Context: an optimization exercise on an open-source flow, tuned for small area, a short achievable clock period and few clock cycles per item. The choices shown serve that exercise and are no tape-out recipe.
Only simulation tests tie the RTL to the original design; equivalence was not proved.

### flow/design.v
module imgproc ( clk,rst,orig_data,orig_ready,request,orig_addr,imgproc_ready,imgproc_addr,imgproc_data,finish);
input   	    clk;
input   	    rst;
output  [13:0] 	orig_addr; 
output reg        	request;
input   	    orig_ready;
input   [7:0] 	orig_data;
output  [13:0] 	imgproc_addr;
output reg 	    imgproc_ready;
output  [7:0] 	imgproc_data;
output reg 	    finish;
parameter GAUSS_00 = 23'h00001a;
parameter GAUSS_01 = 23'h0000d8;
parameter GAUSS_02 = 23'h0001b5;
parameter GAUSS_03 = 23'h0000d8;
parameter GAUSS_04 = 23'h00001a;
parameter GAUSS_05 = 23'h0000d8;
parameter GAUSS_06 = 23'h000707;
parameter GAUSS_07 = 23'h000e41;
parameter GAUSS_08 = 23'h000707;
parameter GAUSS_09 = 23'h0000d8;
parameter GAUSS_10 = 23'h0001b5;
parameter GAUSS_11 = 23'h000e41;
parameter GAUSS_12 = 23'h001ce8;
parameter GAUSS_13 = 23'h000e41;
parameter GAUSS_14 = 23'h0001b5;
parameter GAUSS_15 = 23'h0000d8;
parameter GAUSS_16 = 23'h000707;
parameter GAUSS_17 = 23'h000e41;
parameter GAUSS_18 = 23'h000707;
parameter GAUSS_19 = 23'h0000d8;
parameter GAUSS_20 = 23'h00001a;
parameter GAUSS_21 = 23'h0000d8;
parameter GAUSS_22 = 23'h0001b5;
parameter GAUSS_23 = 23'h0000d8;
parameter GAUSS_24 = 23'h00001a;
parameter IDLE = 2'd0;
parameter IN = 2'd1;
parameter COMPUTE = 2'd2;
parameter OUT = 2'd3;
reg next_request;  
reg next_imgproc_ready;  
reg next_finish;  
reg [1:0] state, next_state;
reg [13:0] prev_orig_addr,next_orig_addr;
reg [7:0] imgproc_data, next_imgproc_data;
reg [13:0] imgproc_addr, next_imgproc_addr;
reg [7:0] i,next_i;
reg [7:0] j,next_j;
reg [7:0] row,next_row;
reg [7:0] col,next_col;
reg [22:0] value;
reg [7:0] array [0:4][0:4];
reg [7:0] next_array [0:4][0:4];
reg [22:0] gauss [0:4][0:4];
integer k,l;
assign orig_addr=prev_orig_addr;
always@(*)begin
value=0;
next_imgproc_ready=0;
next_finish=0;
next_state=state;
next_request = 0;
next_orig_addr=prev_orig_addr;
next_imgproc_data=imgproc_data;
next_imgproc_addr=imgproc_addr;
next_row=row;
next_col=col;
next_array[0][0]=array[0][0];
next_array[0][1]=array[0][1];
next_array[0][2]=array[0][2];
next_array[0][3]=array[0][3];
next_array[0][4]=array[0][4];
next_array[1][0]=array[1][0];
next_array[1][1]=array[1][1];
next_array[1][2]=array[1][2];
next_array[1][3]=array[1][3];
next_array[1][4]=array[1][4];
next_array[2][0]=array[2][0];
next_array[2][1]=array[2][1];
next_array[2][2]=array[2][2];
next_array[2][3]=array[2][3];
next_array[2][4]=array[2][4];
next_array[3][0]=array[3][0];
next_array[3][1]=array[3][1];
next_array[3][2]=array[3][2];
next_array[3][3]=array[3][3];
next_array[3][4]=array[3][4];
next_array[4][0]=array[4][0];
next_array[4][1]=array[4][1];
next_array[4][2]=array[4][2];
next_array[4][3]=array[4][3];
next_array[4][4]=array[4][4];
next_i = i;
next_j = j;
  case(state) 
    IDLE:begin
      next_i=0;
      next_j=0;
      next_request = 1;
      next_state = IN;
      next_finish = 0;
      value=0;
      next_orig_addr=0;
    end
    IN:begin
      if(orig_ready) begin
        if(col>8'd1 && col<8'd126 && row>8'd1 && row<8'd126) begin
          next_request=1;
          if(col>1 && col<6) begin
            if(i==5) begin
              next_state=COMPUTE;
              next_request=0;
              next_i=0;
              next_j=0;
              if(col==5)
                next_orig_addr=prev_orig_addr-13'd635;
              else
                next_orig_addr=prev_orig_addr-13'd639;
            end
            else if(j==4) begin
              next_i=i+1;
              next_j=0;
              next_orig_addr=prev_orig_addr+124;
            end
            else begin
              next_j=j+1;
              next_i=i;
              next_orig_addr=prev_orig_addr+1;
            end
            next_array[i][j]=orig_data[7:0];
          end
          else begin
            if(i==0) begin
              next_array[0][0]=array[0][1];
              next_array[0][1]=array[0][2];
              next_array[0][2]=array[0][3];
              next_array[0][3]=array[0][4];
              next_array[1][0]=array[1][1];
              next_array[1][1]=array[1][2];
              next_array[1][2]=array[1][3];
              next_array[1][3]=array[1][4];
              next_array[2][0]=array[2][1];
              next_array[2][1]=array[2][2];
              next_array[2][2]=array[2][3];
              next_array[2][3]=array[2][4];
              next_array[3][0]=array[3][1];
              next_array[3][1]=array[3][2];
              next_array[3][2]=array[3][3];
              next_array[3][3]=array[3][4];
              next_array[4][0]=array[4][1];
              next_array[4][1]=array[4][2];
              next_array[4][2]=array[4][3];
              next_array[4][3]=array[4][4];
            end
            if(i==5) begin
              next_state=COMPUTE;
              next_request=0;
              next_i=0;
              next_j=0;
              next_orig_addr=prev_orig_addr-13'd639;
            end
            else begin
              next_i=i+1;
              next_j=j;
              next_orig_addr=prev_orig_addr+128;
            end
            next_array[i][4]=orig_data[7:0];
          end
        end
        else begin
          if(col == 1 && row > 1  && row < 126)
            next_orig_addr = prev_orig_addr - 257;
          else 
            next_orig_addr={row,col[6:0]};
          next_imgproc_data=0;
          next_request=0;
          next_state=COMPUTE;
        end
      end
    end
    COMPUTE:begin
      value=0;
      if(row[7]==1) begin
        next_state=IDLE;
        next_finish=1;
        next_row=0;
        next_col=0;
      end
      else begin
        if(col[6]==1&&col[5]==1&&col[4]==1&&col[3]==1&&col[2]==1&&col[1]==1&&col[0]==1) begin
          next_col=0;
          next_row=row+1;
        end
        else begin
          if(col>0 && col<6) begin
            next_i=0;
            next_j=0;
          end
          else begin
            next_i=0;
            next_j=4;
          end
          next_col=col+1;
          next_row = row;
        end
        if(col>1 && col<126 && row>1 && row<126) begin  
          value=array[0][0]*GAUSS_00+array[0][1]*GAUSS_01+array[0][2]*GAUSS_02+array[0][3]*GAUSS_03+array[0][4]*GAUSS_04;
          value=value+array[1][0]*GAUSS_05+array[1][1]*GAUSS_06+array[1][2]*GAUSS_07+array[1][3]*GAUSS_08+array[1][4]*GAUSS_09;
          value=value+array[2][0]*GAUSS_10+array[2][1]*GAUSS_11+array[2][2]*GAUSS_12+array[2][3]*GAUSS_13+array[2][4]*GAUSS_14;
          value=value+array[3][0]*GAUSS_15+array[3][1]*GAUSS_16+array[3][2]*GAUSS_17+array[3][3]*GAUSS_18+array[3][4]*GAUSS_19;
          value=value+array[4][0]*GAUSS_20+array[4][1]*GAUSS_21+array[4][2]*GAUSS_22+array[4][3]*GAUSS_23+array[4][4]*GAUSS_24;
          if(value[14])
            next_imgproc_data = value[22:15] + 1;
          else if(!value[14])
            next_imgproc_data = value[22:15];
        end
        next_imgproc_addr = {row,col[6:0]}-1;
        next_state = OUT;
        next_imgproc_ready = 1;
      end
    end
    OUT:begin
      if(row[7]==1) begin
        next_state=IDLE;
        next_finish=1;
        next_row=0;
        next_col=0;
      end
      next_state=IN;
      next_imgproc_ready=0;
      next_imgproc_addr=0;
      next_imgproc_data=0;
      next_request=1;
    end
  endcase
end
always@(posedge clk or posedge rst)
begin
  if(rst) begin
    state <= IDLE;
    request <= 1'b0;
    finish <= 1'b0;
    imgproc_ready <= 1'b0;
    imgproc_addr <= 14'd0;
    imgproc_data <= 8'd0;
    row <= 0;
    col <= 0;
  end
  else begin
    state <= next_state;
    request <= next_request;
    finish <= next_finish;
    prev_orig_addr <= next_orig_addr;
    imgproc_ready <= next_imgproc_ready;
    imgproc_addr <= next_imgproc_addr;
    imgproc_data <= next_imgproc_data;
    row <= next_row;
    col <= next_col;
    i <= next_i;
    j <= next_j;
    array[0][0]<=next_array[0][0];
    array[0][1]<=next_array[0][1];
    array[0][2]<=next_array[0][2];
    array[0][3]<=next_array[0][3];
    array[0][4]<=next_array[0][4];
    array[1][0]<=next_array[1][0];
    array[1][1]<=next_array[1][1];
    array[1][2]<=next_array[1][2];
    array[1][3]<=next_array[1][3];
    array[1][4]<=next_array[1][4];
    array[2][0]<=next_array[2][0];
    array[2][1]<=next_array[2][1];
    array[2][2]<=next_array[2][2];
    array[2][3]<=next_array[2][3];
    array[2][4]<=next_array[2][4];
    array[3][0]<=next_array[3][0];
    array[3][1]<=next_array[3][1];
    array[3][2]<=next_array[3][2];
    array[3][3]<=next_array[3][3];
    array[3][4]<=next_array[3][4];
    array[4][0]<=next_array[4][0];
    array[4][1]<=next_array[4][1];
    array[4][2]<=next_array[4][2];
    array[4][3]<=next_array[4][3];
    array[4][4]<=next_array[4][4];
  end
end
endmodule
### flow/run.sh
#!/bin/bash
# synth_recipe.tcl (not shown) runs the flow's synth.tcl, then flattens the netlist and writes it again
# the make line also repeats each setting of config.mk as NAME=value (left out here)
make -C /OpenROAD-flow-scripts/flow DESIGN_CONFIG=/design/flow/config.mk WORK_HOME=/design/flow/orfs CLKGATE_MAP_FILE= SYNTH_SCRIPT=/design/flow/synth_recipe.tcl finish
### flow/config.mk
export PLATFORM = sky130hd
export DESIGN_NAME = imgproc
export DESIGN_NICKNAME = imgproc
export VERILOG_FILES = /design/flow/design.v
export SDC_FILE = /design/flow/constraint.sdc
export NUM_CORES = 4
export LEC_CHECK = 0
export CAP_MARGIN = 20
export CORE_MARGIN = 2
export CORE_UTILIZATION = 40
export SLEW_MARGIN = 20
### flow/constraint.sdc
create_clock -name core_clock -period 12.5 [get_ports {clk}]
set_input_delay 2.5000 -clock core_clock [delete_from_list [all_inputs] [get_ports {clk}]]
set_output_delay 2.5000 -clock core_clock [all_outputs]
set_load 0.01 [all_outputs]
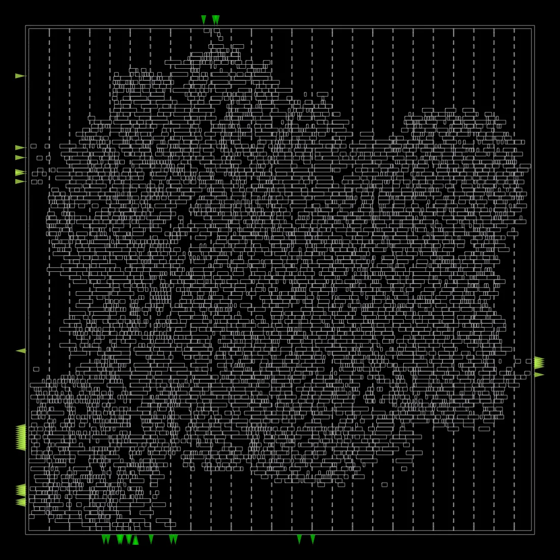
(placed standard cells)
Tapcell Cnt: 1536
Core Area: 0.118 mm^2

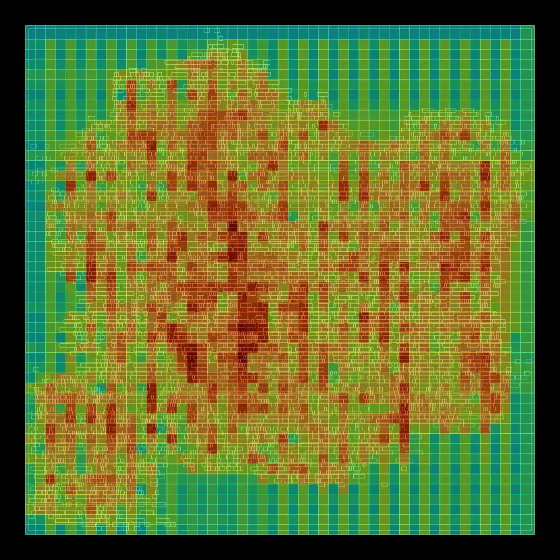
(routing congestion map)
met1 Use GR: 31.0%
met3 Use GR: 2.52%
met2 Use GR: 35.3%
fin util: 43.3%

==> summary.txt <==
largest family of logic cells by synthesized area=adder cells; R2R depth=39; clock buf count=40; multiplexer share of the synthesized area=3.92%; Multi-input gate area=0.0342 mm^2; clk latency of the worst-skew pair=590 ps; Initial Util=40.1%; Signal buffers=91; Die H=348 um; Setup crit end=imgproc_data[7]; largest net degree at the start of global routing=44; hold path endpoint=imgproc_addr[1]; WP data required=12970 ps; fraction of area in registers=15.7%; max-slew violation count=0; CTS HTree Levels=2; drt drc=0; TritonCTS clock tree=built; buffer share of cell area=1.57%; Hold Path Origin=imgproc_addr[1]; Synth Area in Compound Gates=5.85%; number of routed nets with antenna violations=0; Top Usage Layer GRT=met2; Max Freq=83.2 MHz; outcome=finished clean; Final HPWL DP=109000 um; EDFF count, synth=230; share of cells above drive strength 1=6.97%; commonest cells after routing, fill and taps aside=1266 x inv_1, 815 x ha_1, 777 x fa_1, 230 x edfxtp_1, 160 x mux2_2; commonest non-fill, non-tap cell in the layout=inv_1; Synth Net Count=6046; Fin Clk Skew=31.1 ps; RSZ-0062 raised after global routing=false; crit path time final=12020 ps; Min Hold Slack=484 ps; Leading cell kind=multi-input gates; Least-Margin Pin Slew=1080 ps; final hold violations=0; antenna violations before repair=1; Fill cells=11144; Clock Sinks=273; num sequential=273; Area Overhead vs Synth=7.91%; crit start category=flip-flop; GR Overflow Total=0; number of global-route vias before repair=32154; Area contributors post-synth=fa_1 33%, ha_1 22%, edfxtp_1 15%, inv_1 10%, mux2_2 3.8%; register area=0.00798 mm^2; top cell type by total area after synthesis=fa_1; nonclk inv count=1268; Synth Flop Type=edfxtp_1; setup TNS=0 ps; crit path launch=array[5][2]; Clock Path Buffers=3; Hold Path Depth=2; CTS Buf Count=37; FFs w/ async S/R, synth=15.8%; Crit-path slowest cell=fa_1; die extent in x=348 um; n_diodes=0; first-pass GRT wire length=197000 um; first-pass iteration count of the detailed router=5; synthesized area=0.0472 mm^2; CP max stage delay=610 ps; #FFs+latches synth=273; Syn Area/Cell=10.6 um^2; post-synthesis adder-cell area fraction=54.6%; comb_multi_in=2822; Reg2Reg Setup Slack=480 ps; clk slew on worst S/H paths=60 ps; gpl congestion=0.918; number of flip-flops in the largest register=200; hold crit path type=reg -> reg; number of port buffers=49; Most flops, register=array; Die ar.=0.121 mm^2; Final nets=6096; Tcrit/Tclk final=96.1%; Setup Viol. Count Final=0; Seq/Total Area, Yosys=16.9%; simple-gate area share of the yosys netlist=4.61%; Root Buffer=clkbuf_16; worst r2r src=array[5][2]; number of DRC markers in iteration 0=2056; most frequent cell after synthesis=inv_1; crit path DAT=12490 ps; Post-Synthesis Cells=4443; I/O pin count=50; crit-path max FO=5; Ys Warns=3
Testbench counts, summed over its fixed seeds: cycles 2,175,240, frames 16.
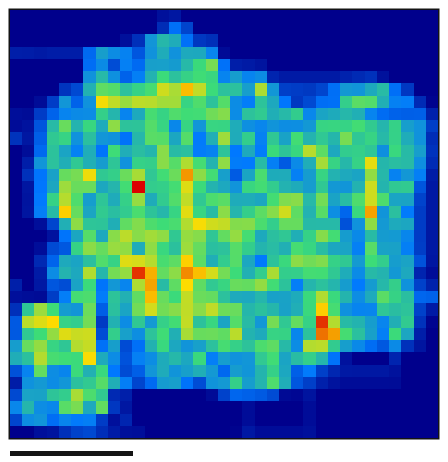
(wiring heat map)
Bar = 100 um. 35 x 35 tiles, from dark blue (low) to red (high), scaled to the fullest tile. Values are wire area over tile area, all layers added.
mean over tiles: 0.17
densest ninth of the die: center
tiles over half the peak: 20%
nearly empty tiles: 22%
Routed WL: 128000 um
GRT Total Usage: 21.7%
Via Count: 30632
WL/cell: 21.2 um

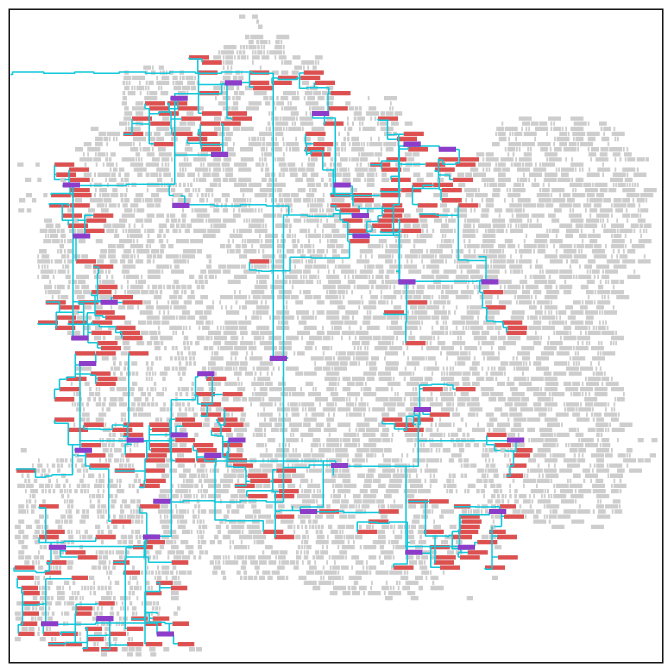
(clock network drawn from the DEF)
[clock wires] cyan | length: 5020 um
[clock-net drivers] purple | count: 37
[flip-flops] red | count: 273
flops lie: all over the die
routed clock nets: 38

[what timing repair did]
item | 4_1_cts | 5_1_grt
hold buffers | 0 | 0
gates resized for setup | 0 | 15
endpoints found under the setup margin | 0 | 5
buffers inserted | 0 | 11
[metrics by stage]
step           instance area [um^2]  setup slack [ps]  std cells  util [%]
6_report                      51000               484       6057      43.3
5_1_grt                       51000              3.36       6057      43.3
4_1_cts                       50800               195       6046      43.2
3_5_place_dp                  49600               234       5979      42.2
3_3_place_gp                  49600               311       5978      42.1
2_1_floorplan                 47200              1070       4443         -
[critical path, delay by kind of cell (launching register included)]
| family | cells | cell delay, ps |
|---|---|---|
| adders and majority gates | 16 | 7640 |
| AOI/OAI and AO/OA | 12 | 2540 |
| xor gates and xnor gates | 2 | 500 |
| DFF | 1 | 450 |
| buffers and inverters | 7 | 440 |
| and+or+nand+nor | 2 | 340 |
[routing by layer]
metal  up-vias  wire, um
li1      14114         -
met1     15711     59300
met2       689     59700
met3       118      6420
met4         0      2780
met5         -         0

re-timing with driven ports:
How much do the figures lean on ideal ports? The routed layout below was timed once more, with nothing changed but the port constraints. Step 1 (the two cells are an assumption about what drives the block):
set clk [get_ports {clk}]
set_driving_cell -lib_cell sky130_fd_sc_hd__clkbuf_16 $clk
set_driving_cell -lib_cell sky130_fd_sc_hd__buf_2 [delete_from_list [all_inputs] $clk]
Step 2 times the ports against the registers' clock, not the clock port: input delays grow and output delays shrink by t, the midpoint of the rising clock arrivals with the driver on. Three values: ideal ports, drivers, drivers and shift; two values: the first two.
t (ns): 0.649
slack for setup (ns): 0.484 / 0.484 / 0.484
worst data-port slew with drivers (ns): 0.03
After both steps setup and hold are still met in this run. The setup slack of this run moves by 0.000 ns with the drivers and by 0.000 ns with both steps.
